What follows belongs to an exercise in optimizing a design on an open flow for small area, a short achievable clock period and few clock cycles; a production flow would make more cautious choices. In this exercise RTL edits were held to simulation tests only and were not proved equivalent to the original.

--- run.sh ---
#!/bin/bash
# synth_recipe.tcl (not shown) runs the flow's synth.tcl, then flattens the netlist and writes it again
# the make line also repeats each setting of config.mk as NAME=value (left out here)
make -C /OpenROAD-flow-scripts/flow DESIGN_CONFIG=/design/flow/config.mk WORK_HOME=/design/flow/orfs CLKGATE_MAP_FILE= SYNTH_SCRIPT=/design/flow/synth_recipe.tcl finish
--- config.mk ---
export PLATFORM = sky130hd
export DESIGN_NAME = MIPS_CPU
export DESIGN_NICKNAME = MIPS_CPU
export VERILOG_FILES = /design/flow/design.v
export SDC_FILE = /design/flow/constraint.sdc
export NUM_CORES = 4
export LEC_CHECK = 0
export CAP_MARGIN = 20
export CORE_MARGIN = 2
export CORE_UTILIZATION = 40
export PLACE_DENSITY = 0.6
export SLEW_MARGIN = 20
--- constraint.sdc ---
create_clock -name core_clock -period 11.0 [get_ports {CLK}]
set_input_delay 2.2000 -clock core_clock [delete_from_list [all_inputs] [get_ports {CLK}]]
set_output_delay 2.2000 -clock core_clock [all_outputs]
set_load 0.01 [all_outputs]
--- design.v ---
module REG(CLK, RegW, DR, SR1, SR2, Reg_In, ReadReg1, ReadReg2);
input CLK;
input RegW;
input [4:0] DR;
input [4:0] SR1;
input [4:0] SR2;
input [31:0] Reg_In;
output reg [31:0] ReadReg1;
output reg [31:0] ReadReg2;
reg [31:0] REG [0:31];
always @(posedge CLK)
begin
if(RegW == 1'b1)
  REG[DR] <= Reg_In[31:0];
ReadReg1 <= REG[SR1];
ReadReg2 <= REG[SR2];
end
endmodule
module MIPS_CPU(CLK, RST, CS, WE, ADDR, Mem_Out, Mem_In);
  input  CLK;
  input  RST;
  output CS;
  output WE;	
  output [31:0] ADDR;
  output [31:0] Mem_Out;
  input  [31:0] Mem_In;
  reg WE, CS;
  reg [31:0] ADDR;
  reg [31:0] PC;
  reg [31:0] instruction;
  wire [5:0] op_code;
  wire [5:0] op_code2;
  wire [15:0] immediate;
  wire [25:0] jump;
  reg [31:0] ALU_out;
  reg [31:0] lw_buffer;
  reg [31:0] sw_buffer;
	reg [63:0] prod;
  assign Mem_Out = sw_buffer;
  assign op_code = instruction [31:26];
  assign op_code2 = instruction [5:0];
  assign immediate = instruction [15:0];
  assign jump = instruction [25:0];
  reg RegW;
  reg [4:0] DR;    
  reg [4:0] SR1;   
  reg [4:0] SR2;   
  reg [31:0] Reg_In;  
  wire [31:0] ReadReg1;   
  wire [31:0] ReadReg2;   
	integer i;  
  REG reg1(CLK, RegW, DR, SR1, SR2, Reg_In, ReadReg1, ReadReg2);
  reg[8:0] state;
  parameter fetch_instr     = 0;
  parameter fetch_instr_2   = 1;
  parameter decode_instr    = 2;
  parameter invalid_instr   = 3;
  parameter Add             = 4;
  parameter Add_2           = 5;
  parameter Add_3           = 6;
  parameter Add_4           = 7;
  parameter Add_5           = 64;
  parameter Sub             = 8;
  parameter Sub_2           = 9;
  parameter Sub_3           = 10;
  parameter Sub_4           = 11;
  parameter Sub_5           = 67;
  parameter XOR1            = 12;
  parameter XOR1_2          = 13;
  parameter XOR1_3          = 14;
  parameter XOR1_4          = 15;
  parameter XOR1_5          = 72;
  parameter AND1            = 16;
  parameter AND1_2          = 17;
  parameter AND1_3          = 18;
  parameter AND1_4          = 19;
  parameter AND1_5          = 71;
  parameter OR1             = 20;
  parameter OR1_2           = 21;
  parameter OR1_3           = 22;
  parameter OR1_4           = 23;
  parameter OR1_5           = 70;
  parameter slt             = 24;
  parameter slt_2           = 25;
  parameter slt_3           = 26;
  parameter slt_4           = 27;
  parameter slt_5           = 68;
  parameter srl             = 28;
  parameter srl_2           = 29;
  parameter srl_3           = 30;
  parameter srl_4           = 31;
  parameter srl_5           = 69;
  parameter sll             = 32;
  parameter sll_2           = 33;
  parameter sll_3           = 34;
  parameter sll_4           = 35;
  parameter sll_5           = 65;
  parameter jr              = 36;
  parameter jr_2            = 37;
  parameter jr_3            = 66;
  parameter addi            = 38;
  parameter addi_2          = 39;
  parameter addi_3          = 40;
  parameter addi_4          = 41;
  parameter addi_5          = 76;
  parameter andi            = 42;
  parameter andi_2          = 43;
  parameter andi_3          = 44;
  parameter andi_4          = 45;
  parameter andi_5          = 77;
  parameter ori             = 46;
  parameter ori_2           = 47;
  parameter ori_3           = 48;
  parameter ori_4           = 49;
  parameter ori_5           = 78;
  parameter lw              = 50;
  parameter lw_2            = 51;
  parameter lw_3            = 52;
  parameter lw_4            = 53;
  parameter lw_5            = 54;
  parameter lw_6            = 75;
  parameter sw              = 55;
  parameter sw_2            = 56;
  parameter sw_3            = 57;
  parameter sw_4            = 58;
  parameter beq             = 59;
  parameter beq_2           = 60;
  parameter beq_3           = 79;
  parameter bne             = 61;
  parameter bne_2           = 62;
  parameter bne_3           = 80;
  parameter j               = 63;
	parameter JAL							= 81;
	parameter JAL_2						= 82;
	parameter LUI							= 83;
	parameter LUI_2						= 84;
	parameter Mult						= 85;
	parameter Mult_2					= 86;
	parameter Mult_3					= 87;
	parameter MFHI						= 88;
	parameter MFHI_2					= 89;
	parameter MFLO						= 90;
	parameter MFLO_2					= 91;
	parameter ADD8						= 92;
	parameter ADD8_2					= 93;
	parameter ADD8_3					= 94;
	parameter ADD8_4					= 95;
	parameter ADD8_5					= 96;
	parameter RBIT						= 97;
	parameter RBIT_2					= 98;
	parameter RBIT_3					= 99;
	parameter RBIT_4					= 100;
	parameter RBIT_5					= 101;
	parameter REV							= 102;
	parameter REV_2						= 103;
	parameter REV_3						= 104;
	parameter REV_4						= 105;
	parameter REV_5						= 106;
	parameter SADD						= 107;
	parameter SADD_2					= 108;
	parameter SADD_3					= 109;
	parameter SADD_4					= 110;
	parameter SADD_5					= 111;
	parameter SSUB						= 112;
	parameter SSUB_2					= 113;
	parameter SSUB_3					= 114;
	parameter SSUB_4					= 115;
	parameter SSUB_5					= 116;
  always @ (posedge CLK)  begin
	 if (RST)
		begin
		 WE <= 0;
		 CS <= 0;
		 PC <= 0;
		 instruction <= 0;
		 ADDR <= 0;
		 ALU_out <= 0;
		 lw_buffer <= 0;
		 sw_buffer <= 0;
		 RegW <= 0;
		 state <= 0;
		end
	 else
	 case (state)
		fetch_instr:
			begin
			 RegW <= 0;
			 CS <= 1;
			 WE <= 0;
			 ADDR <= PC;
			 PC <= PC + 1;
			 state <= fetch_instr_2;       
			end
		fetch_instr_2:
			begin
			 instruction <= Mem_In;
			 state <= decode_instr;
			end
		decode_instr:
			begin
			 case (op_code)
				0:     
					begin
					 case (op_code2)
						32:           
							state <= Add;
						34:
							state <= Sub;
						38:
							state <= XOR1;
						36:
							state <= AND1; 
						37:
							state <= OR1;
						42:
							state <= slt;
						2:
							state <= srl;
						0:
							state <= sll;
						8:
							state <= jr;
						24:
							state <= Mult;
						16:
							state <= MFHI;
						18:
							state <= MFLO;
						45:
							state <= ADD8;
						47:
							state <= RBIT;
						48:
							state <= REV;
						49:
							state <= SADD;
						50:
							state <= SSUB;
						default:
							state <= invalid_instr;                     
					 endcase               
					end
				8:   
					state <= addi;
				12:  
					state <= andi;
				13:  
					state <= ori;
				35:  
					state <= lw;
				43:  
					state <= sw;
				4:  
					state <= beq;
				5:  
					state <= bne;
				2:  
					state <= j;
				3: 
					state <= JAL;
				15:
					state <= LUI;
				default:
					state <= invalid_instr;
			 endcase
			end
		invalid_instr:
			begin
			 state <= invalid_instr;
			end
		Add:
			begin
			 SR1 <= instruction[25:21];  
			 SR2 <= instruction[20:16];  
			 RegW <= 0;
			 state <= Add_2;
			end
		Add_2:
			begin
			 state <= Add_3;
			end
		Add_3:
			begin
			 ALU_out <= ReadReg1 + ReadReg2;
			 state <= Add_4;
			end
		Add_4:
			begin
			 RegW <= 1;
			 DR <= instruction[15:11];  
			 state <= Add_5;          
			end
		Add_5:
			begin
			 Reg_In <= ALU_out;
			 state <= fetch_instr;
			end  
		Sub:
			begin
			 SR1 <= instruction[25:21];  
			 SR2 <= instruction[20:16];  
			 RegW <= 0;
			 state <= Sub_2;
			end
		Sub_2:
			begin
			 state <= Sub_3;
			end
		Sub_3:
			begin
			 ALU_out <= ReadReg1 - ReadReg2;
			 state <= Sub_4;
			end
		Sub_4:
			begin
			 RegW <= 1;
			 DR <= instruction[15:11];  
			 state <= Sub_5;          
			end
		Sub_5:
			begin
			 Reg_In <= ALU_out;
			 state <= fetch_instr;
			end    
		XOR1:
			begin
			 SR1 <= instruction[25:21];  
			 SR2 <= instruction[20:16];  
			 RegW <= 0;
			 state <= XOR1_2;
			end
		XOR1_2:
			begin
			 state <= XOR1_3;
			end      
		XOR1_3:
			begin
			 ALU_out <= ReadReg1 ^ ReadReg2;
			 state <= XOR1_4;
			end
		XOR1_4:
			begin
			 RegW <= 1;
			 DR <= instruction[15:11];  
			 state <= XOR1_5;          
			end
		XOR1_5:
			begin
			 Reg_In <= ALU_out;
			 state <= fetch_instr;
			end
		AND1:
			begin
			 SR1 <= instruction[25:21];  
			 SR2 <= instruction[20:16];  
			 RegW <= 0;
			 state <= AND1_2;
			end
		AND1_2:
			begin
			 state <= AND1_3;
			end
		AND1_3:
			begin
			 ALU_out <= ReadReg1 & ReadReg2;
			 state <= AND1_4;
			end
		AND1_4:
			begin
			 RegW <= 1;
			 DR <= instruction[15:11];  
			 state <= AND1_5;          
			end
		AND1_5:
			begin
			 Reg_In <= ALU_out;
			 state <= fetch_instr;
			end
		OR1:
			begin
			 SR1 <= instruction[25:21];  
			 SR2 <= instruction[20:16];  
			 RegW <= 0;
			 state <= OR1_2;
			end
		OR1_2:
			begin
			 state <= OR1_3;
			end
		OR1_3:
			begin
			 ALU_out <= ReadReg1 | ReadReg2;
			 state <= OR1_4;
			end
		OR1_4:
			begin
			 RegW <= 1;
			 DR <= instruction[15:11];  
			 state <= OR1_5;          
			end
		OR1_5:
			begin
			 Reg_In <= ALU_out;
			 state <= fetch_instr;
			end
		slt:
			begin
			 SR1 <= instruction[25:21];  
			 SR2 <= instruction[20:16];  
			 RegW <= 0;
			 state <= slt_2;
			end
		slt_2:
			begin
			 state <= slt_3;
			end
		slt_3:
			begin
			 if( ReadReg1 < ReadReg2)
				ALU_out <= 1;
			 else
				ALU_out <= 0;         
			 state <= slt_4;
			end
		slt_4:
			begin
			 RegW <= 1;
			 DR <= instruction[15:11];  
			 state <= slt_5;          
			end
		slt_5:
			begin
			 Reg_In <= ALU_out;
			 state <= fetch_instr;
			end
		srl:
			begin
			 SR1 <= instruction[20:16];  
			 RegW <= 0;
			 state <= srl_2;
			end
		srl_2:
			begin
			 state <= srl_3;
			end
		srl_3:
			begin
			 ALU_out <= ReadReg1 >> instruction[10:6];
			 state <= srl_4;
			end
		srl_4:
			begin
			 RegW <= 1;
			 DR <= instruction[15:11];  
			 state <= srl_5;          
			end
		srl_5:
			begin
			 Reg_In <= ALU_out;
			 state <= fetch_instr;
			end
		sll:
			begin
			 SR1 <= instruction[20:16];  
			 RegW <= 0;
			 state <= sll_2;
			end
		sll_2:
			begin
			 state <= sll_3;
			end
		sll_3:
			begin
			 ALU_out <= ReadReg1 << instruction[10:6];
			 state <= sll_4;
			end
		sll_4:
			begin
			 RegW <= 1;
			 DR <= instruction[15:11];  
			 state <= sll_5;          
			end
		sll_5:
			begin
			 Reg_In <= ALU_out;
			 state <= fetch_instr;
			end
		jr:
			begin
			 SR1 <= instruction[25:21];  
			 RegW <= 0;
			 state <= jr_2;
			end
		jr_2:
			begin
			 state <= jr_3;
			end
		jr_3:
			begin
			 PC <= ReadReg1;
			 state <= fetch_instr;
			end
		addi:
			begin
			 SR1 <= instruction[25:21];  
			 RegW <= 0;
			 state <= addi_2;
			end
		addi_2:
			begin
			 state <= addi_3;
			end
		addi_3:
			begin
			 ALU_out <= ReadReg1 + immediate;
			 state <= addi_4;
			end
		addi_4:
			begin
			 RegW <= 1;
			 DR <= instruction[20:16];  
			 state <= addi_5;          
			end
		addi_5:
			begin
			 Reg_In <= ALU_out;
			 state <= fetch_instr;
			end
		andi:
			begin
			 SR1 <= instruction[25:21];  
			 RegW <= 0;
			 state <= andi_2;
			end
		andi_2:
			begin
			 state <= andi_3;
			end
		andi_3:
			begin
			 ALU_out <= ReadReg1 & immediate;
			 state <= andi_4;
			end
		andi_4:
			begin
			 RegW <= 1;
			 DR <= instruction[20:16];  
			 state <= andi_5;          
			end
		andi_5:
			begin
			 Reg_In <= ALU_out;
			 state <= fetch_instr;
			end
		ori:
			begin
			 SR1 <= instruction[25:21];  
			 RegW <= 0;
			 state <= ori_2;
			end
		ori_2:
			begin
			 state <= ori_3;
			end
		ori_3:
			begin
			 ALU_out <= ReadReg1 | immediate;
			 state <= ori_4;
			end
		ori_4:
			begin
			 RegW <= 1;
			 DR <= instruction[20:16];  
			 state <= ori_5;          
			end
		ori_5:
			begin
			 Reg_In <= ALU_out;
			 state <= fetch_instr;
			end
		lw:
			begin
			 SR1 <= instruction[25:21];  
			 RegW <= 0;
			 state <= lw_2;
			end
		lw_2:
			begin
			 state <= lw_3;
			end
		lw_3:
			begin
			 ALU_out <= ReadReg1 + immediate;
			 state <= lw_4;
			end
		lw_4:
			begin
			 CS <= 1;
			 WE <= 0;
			 ADDR <= ALU_out;
			 state <= lw_5;          
			end
		lw_5:
			begin
			 lw_buffer <= Mem_In;
			 RegW <= 1;
			 DR <= instruction[20:16];  
			 state <= lw_6;
			end  
		lw_6:
			begin
			 Reg_In <= lw_buffer;
			 state <= fetch_instr;
			end   
		sw:
			begin
			 SR1 <= instruction[25:21];  
			 SR2 <= instruction[20:16];  
			 RegW <= 0;
			 state <= sw_2;
			end
		sw_2:
			begin
			 state <= sw_3;
			end
		sw_3:
			begin
			 ADDR <= ReadReg1 + immediate;  
			 sw_buffer <= ReadReg2;
			 state <= sw_4;        
			end
		sw_4:
			begin
			 CS <= 1;
			 WE <= 1; 
			 state <= fetch_instr;
			end
		beq:
			begin
			 SR1 <= instruction[25:21];  
			 SR2 <= instruction[20:16];  
			 RegW <= 0;
			 state <= beq_2;
			end
		beq_2:
			begin
			 state <= beq_3;
			end
		beq_3:
			begin
			 if (ReadReg1 == ReadReg2)
				PC <= PC + immediate;
			 else
				begin
				end
			 state <= fetch_instr;
			end
		bne:
			begin
			 SR1 <= instruction[25:21];  
			 SR2 <= instruction[20:16];  
			 RegW <= 0;
			 state <= bne_2;
			end
		bne_2:
			begin
			 state <= bne_3;
			end  
		bne_3:
			begin
			 if (ReadReg1 != ReadReg2)
				PC <= PC + immediate;
			 else
				begin
				end
			 state <= fetch_instr;
			end
		j:
			begin
			 PC <= jump;
			 state <= fetch_instr;
			end
		JAL:
			begin
			 RegW <= 1;
			 DR <= 31;  
			 state <= JAL_2;          
			end
		JAL_2:
			begin
			 Reg_In <= PC;
			 PC <= jump;
			 state <= fetch_instr;
			end
		LUI:
			begin
			 RegW <= 1;
			 DR <= instruction[20:16];  
			 state <= LUI_2;          
			end
		LUI_2:
			begin
			 Reg_In <= immediate << 16;
			 state <= fetch_instr;
			end
		Mult:
			begin
			 SR1 <= instruction[25:21];  
			 SR2 <= instruction[20:16];  
			 RegW <= 0;
			 state <= Mult_2;
			end
		Mult_2:
			begin
			 state <= Mult_3;
			end
		Mult_3:
			begin
			 prod <= ReadReg1 * ReadReg2;
			 state <= fetch_instr;
			end
		MFHI:
			begin
				RegW <= 1;
				DR <= instruction[15:11];
				state <= MFHI_2;
			end
		MFHI_2:
			begin
				Reg_In <= prod[63:32];
				state <= fetch_instr;
			end
		MFLO:
			begin
				RegW <= 1;
				DR <= instruction[15:11];
				state <= MFLO_2;
			end
		MFLO_2:
			begin
				Reg_In <= prod[31:0];
				state <= fetch_instr;
			end
		ADD8:
			begin
			 SR1 <= instruction[25:21];  
			 SR2 <= instruction[20:16];  
			 RegW <= 0;
			 state <= ADD8_2;
			end
		ADD8_2:
			begin
			 state <= ADD8_3;
			end
		ADD8_3:
			begin
			 ALU_out [31:24] <= ReadReg1[31:24] + ReadReg2[31:24];
			 ALU_out [23:16] <= ReadReg1[23:16] + ReadReg2[23:16];
			 ALU_out [15:8] <= ReadReg1[15:8] + ReadReg2[15:8];
			 ALU_out [7:0] <= ReadReg1[7:0] + ReadReg2[7:0];
			 state <= ADD8_4;
			end
		ADD8_4:
			begin
			 RegW <= 1;
			 DR <= instruction[15:11];  
			 state <= ADD8_5;          
			end
		ADD8_5:
			begin
			 Reg_In <= ALU_out;
			 state <= fetch_instr;
			end 
		RBIT:
			begin
			 SR1 <= instruction[20:16];  
			 RegW <= 0;
			 state <= RBIT_2;
			end
		RBIT_2:
			begin
			 state <= RBIT_3;
			end
		RBIT_3:
			begin
				for (i=0; i<32; i = i+1)
				begin
					ALU_out[i] <= ReadReg1[31-i];
				end
			 state <= RBIT_4;
			end
		RBIT_4:
			begin
			 RegW <= 1;
			 DR <= instruction[25:21];  
			 state <= RBIT_5;          
			end
		RBIT_5:
			begin
			 Reg_In <= ALU_out;
			 state <= fetch_instr;
			end
		REV:
			begin
			 SR1 <= instruction[20:16];  
			 RegW <= 0;
			 state <= REV_2;
			end
		REV_2:
			begin
			 state <= REV_3;
			end
		REV_3:
			begin
				ALU_out [31:24] <= ReadReg1[7:0];
				ALU_out [23:16] <= ReadReg1[15:8];
				ALU_out [15:8] <= ReadReg1[23:16];
				ALU_out [7:0] <= ReadReg1[31:24];
			 state <= REV_4;
			end
		REV_4:
			begin
			 RegW <= 1;
			 DR <= instruction[25:21];  
			 state <= REV_5;          
			end
		REV_5:
			begin
			 Reg_In <= ALU_out;
			 state <= fetch_instr;
			end
		SADD:
			begin
			 SR1 <= instruction[25:21];  
			 SR2 <= instruction[20:16];  
			 RegW <= 0;
			 state <= SADD_2;
			end
		SADD_2:
			begin
			 state <= SADD_3;
			end
		SADD_3:
			begin
			 if (ReadReg1 > (32'hFFFFFFFF - ReadReg2))
				ALU_out <= 32'hFFFFFFFF;
			 else
				ALU_out <= ReadReg1 + ReadReg2;
			 state <= SADD_4;
			end
		SADD_4:
			begin
			 RegW <= 1;
			 DR <= instruction[15:11];  
			 state <= SADD_5;          
			end
		SADD_5:
			begin
			 Reg_In <= ALU_out;
			 state <= fetch_instr;
			end  
		SSUB:
			begin
			 SR1 <= instruction[25:21];  
			 SR2 <= instruction[20:16];  
			 RegW <= 0;
			 state <= SSUB_2;
			end
		SSUB_2:
			begin
			 state <= SSUB_3;
			end
		SSUB_3:
			begin
			 if (ReadReg1 < ReadReg2)
				ALU_out <= 0;
			 else
				ALU_out <= ReadReg1 - ReadReg2;
			 state <= SSUB_4;
			end
		SSUB_4:
			begin
			 RegW <= 1;
			 DR <= instruction[15:11];  
			 state <= SSUB_5;          
			end
		SSUB_5:
			begin
			 Reg_In <= ALU_out;
			 state <= fetch_instr;
			end    
		default:
			begin
			 state <= fetch_instr;
			end
	 endcase
  end
endmodule
Where the registers sit:
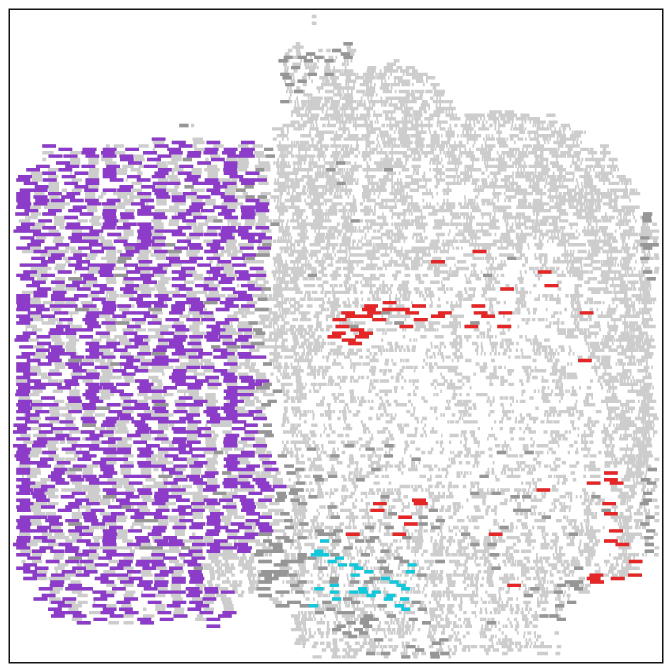
cyan -> `lw_buffer`  # flops 32, where bottom center
red -> `prod`  # flops 64
purple -> `reg1.REG`  # flops 1,024

Clock network drawn from the DEF:
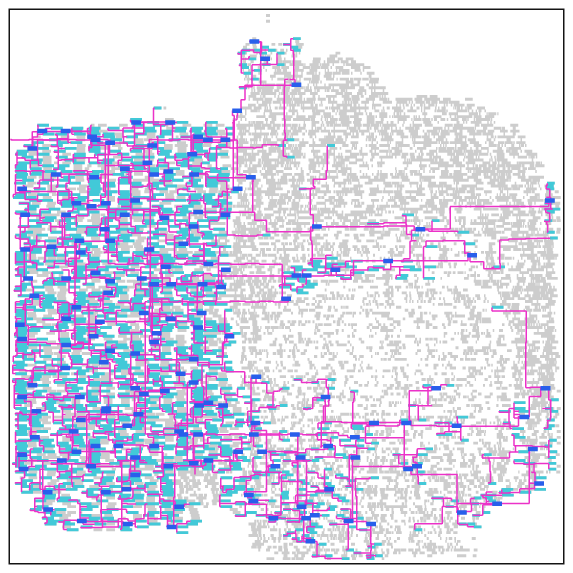
magenta -> clock wires  # length 19,900 um
blue -> clock-net drivers  # count 165
cyan -> flip-flops  # count 1,408
routed clock nets = 166
clock latency on the worst-skew pair: 0.90 ns
Final Skew: 0.120 ns

==> flow_metrics.env <==
export IMPL_fp_coreArea_um2=265000
export IMPL_synth_xor_area_frac=0.0144
export IMPL_ant_nets=0
export IMPL_ctsResizeCount=0
export IMPL_rsz0062_at_grt="no"
export IMPL_synthCells=9219
export IMPL_grt_max_degree=152
export IMPL_htreeDepth=4
export IMPL_min_path_type="reg2reg"
export IMPL_viasPerCell=6.48
export IMPL_muxShareOfSynthArea=0.155
export IMPL_grt_first_pass_wirelength_um=643000
export IMPL_hold_violations=0
export IMPL_syn2layout_area_growth_pct=10.4
export IMPL_gr_total_overflow=0
export IMPL_worstMarginPinSlew_ns=1.29
export IMPL_crit_path_top_delay_cell="clkinv_1"
export IMPL_syn_area_um2=107000
export IMPL_yosys_register_bits=1408
export IMPL_ios=100
export IMPL_yosysTopAreaCell="edfxtp_1"
export IMPL_synth_commonest_cells="edfxtp_1 (1,135), nand2_1 (997), inv_1 (981), nor2_1 (978), fa_1 (902)"
export IMPL_routed_wl_um=463000
export IMPL_synth_compound_area_frac=0.0879
export IMPL_drv_slew=0
export IMPL_worst_path_most_repeated_cell="fa_1"
export IMPL_synth_most_common_cell="edfxtp_1"
export IMPL_slowest_delay_ns=1.09
export IMPL_cts_root_buf="clkbuf_16"
export IMPL_outcome="finished clean"
export IMPL_initial_core_util=0.402
export IMPL_crit_path_end_kind="flop"
export IMPL_die_h_um=521
export IMPL_cts_hold_buffers_added=0
export IMPL_synthAdderAreaFrac=0.218
export IMPL_synth_edf_count=1135
export IMPL_clock_fmax_mhz=97.5
export IMPL_crit_fanout=21
export IMPL_path_class="reg2reg"
export IMPL_cts_tree="yes"
export IMPL_cts_sinks=1408
export IMPL_ctsLongestPathBuffers=4
export IMPL_place_congestion=1.08
export IMPL_crit_arrival_ns=10.88
export IMPL_grt_usage=0.337
export IMPL_ys_async_sr_fraction=0
export IMPL_ys_warn_count=2
export IMPL_grt_pass1_vias=83000
export IMPL_synth_flop_cell="edfxtp_1"
export IMPL_rows=189
export IMPL_pre_cts_ws_ns=0.971
export IMPL_fin_setup_tns_ns=0
export IMPL_nNetsFinal=10500
export IMPL_ys_top_cells_by_area="edfxtp_1 (32%), fa_1 (17%), mux4_2 (14%)"
export IMPL_syn_area_per_cell_um2=11.6
export IMPL_required_ns=11.63
export IMPL_maxCapViolCount=0
export IMPL_synth_top_area_frac=0.319
export IMPL_syn_num_nets=10600
export IMPL_fin_crit_ns=10.25
export IMPL_place_hpwl_um=319000
export IMPL_stdcell_area_um2=118000
export IMPL_fin_ws_ns=0.747
export IMPL_drive_gt1_frac=0.152
export IMPL_dieArea_um2=271000
export IMPL_synth_distinct_cells=107
export IMPL_hold_ws_ns=0.452
export IMPL_dpl_cell_area_um2=112000
export IMPL_yosysSeqAreaShare=0.370
export IMPL_vias=83000
export IMPL_relSlewSlack=0.138
export IMPL_first_iter_violations=12200
export IMPL_finalSetupViolations=0
export IMPL_dp_cells=12500
export IMPL_clk_pin_slew_ns=0.06
export IMPL_start_kind="flop"
export IMPL_firstDrtPassIters=13
export IMPL_numPortBuffers=99
export IMPL_fin_cells=12800
export IMPL_synth_top_family_by_area="adder cells"
export IMPL_cts_made_buffers=165
export IMPL_die_x_um=521
export IMPL_post_cts_buffers=0
export IMPL_synth_simple_area_share=0.0950
export IMPL_antenna_found_initial=52
export IMPL_drc_errors=0
export IMPL_fin_crit_sh=0.932
export IMPL_wl_per_cell_um=36.1
export IMPL_finalCoreUtilization=0.444
Testbench counts, summed over its fixed seeds: cycles 425,736.
-- path summary, 6_finish.rpt --
path | startpoint | end | slack, ns | depth (start not counted)
min reg2reg | sw_buffer[9] | sw_buffer[9] | 0.45 | 2
min | sw_buffer[9] | sw_buffer[9] | 0.45 | 2
max reg2reg | reg1.ReadReg2[6] | prod[63] | 0.75 | 26
max | reg1.ReadReg2[6] | prod[63] | 0.75 | 26
-- layer usage --
| layer | vias to the layer above | GRT usage | share of wire |
|---|---|---|---|
| li1 | 32600 | - | - |
| met1 | 42600 | 0.417 | 0.36 |
| met2 | 6062 | 0.503 | 0.44 |
| met3 | 1630 | 0.108 | 0.12 |
| met4 | 34 | 0.232 | 0.085 |
| met5 | - | 0 | 0.00047 |
-- layout make-up --
class                   count  area [um^2]
clock inverters            83          828
repair buffers            394         3350
fillers                 24300       147000
well taps                3533         4420
diodes                     24         60.1
multi-input cells        6140        61300
inverters                1014         3810
flip-flops and latches   1408        39600
clock buffers             211         4500
-- cells in the final DEF, fill, tap and decap left out, types with 58 or more instances in the layout --
cell type,count
buf_4,284
inv_1,977
mux2_2,85
a21o_1,60
dfxtp_1,256
xnor2_1,137
clkdlybuf4s50_1,98
clkbuf_16,169
o21ai_0,248
ha_1,417
nor3_1,70
mux2i_1,79
mux4_2,656
a221oi_1,76
a211oi_1,58
nand3_1,96
a21oi_1,413
fa_1,902
nor2_1,941
nand2_1,995
edfxtp_1,1135
-- state kept, by name, summed over array words and instances (netlist names), named ones only --
register	flops
reg1.REG	1024
prod	64
ADDR	32
ALU_out	32
PC	32
Reg_In	32
instruction	32
lw_buffer	32
reg1.ReadReg1	32
reg1.ReadReg2	32
sw_buffer	32
state	7
DR	5
SR1	5
SR2	5
CS	1
RegW	1
WE	1
-- worst max-delay path: cells and delay by family, from the launching register on --
kind	cells	cell delay (ns)
simple gates	1	0.16
fa+ha+maj	9	4.31
xor+xnor	1	0.08
compound gates	9	2.83
flops	1	0.77
buf+inv	6	1.83

-- port drivers added, routing unchanged --
The results above use ideal ports. As a check the final layout listed here was re-extracted and re-timed, cells and wires unchanged. Step 1 (the two cells are an assumption about what drives the block):
set clk [get_ports {CLK}]
set_driving_cell -lib_cell sky130_fd_sc_hd__clkbuf_16 $clk
set_driving_cell -lib_cell sky130_fd_sc_hd__buf_2 [delete_from_list [all_inputs] $clk]
Step 2 adds t to the input delays and takes it off the output delays; t is the mean of the earliest and latest rising clock arrival at the registers after step 1. Input paths then give back, and output paths get back, about the clock's delay inside the block. Three values: no drivers, after step 1, after step 2; two values: the first two.
t (ns): 0.929
setup slack, ns: 0.747 / 0.747 / 0.747
worst data-port slew with drivers (ns): 0.05
After both steps this run still meets setup and hold. For this run, drivers alone change the setup slack by 0.000 ns; drivers and shift together by 0.000 ns.
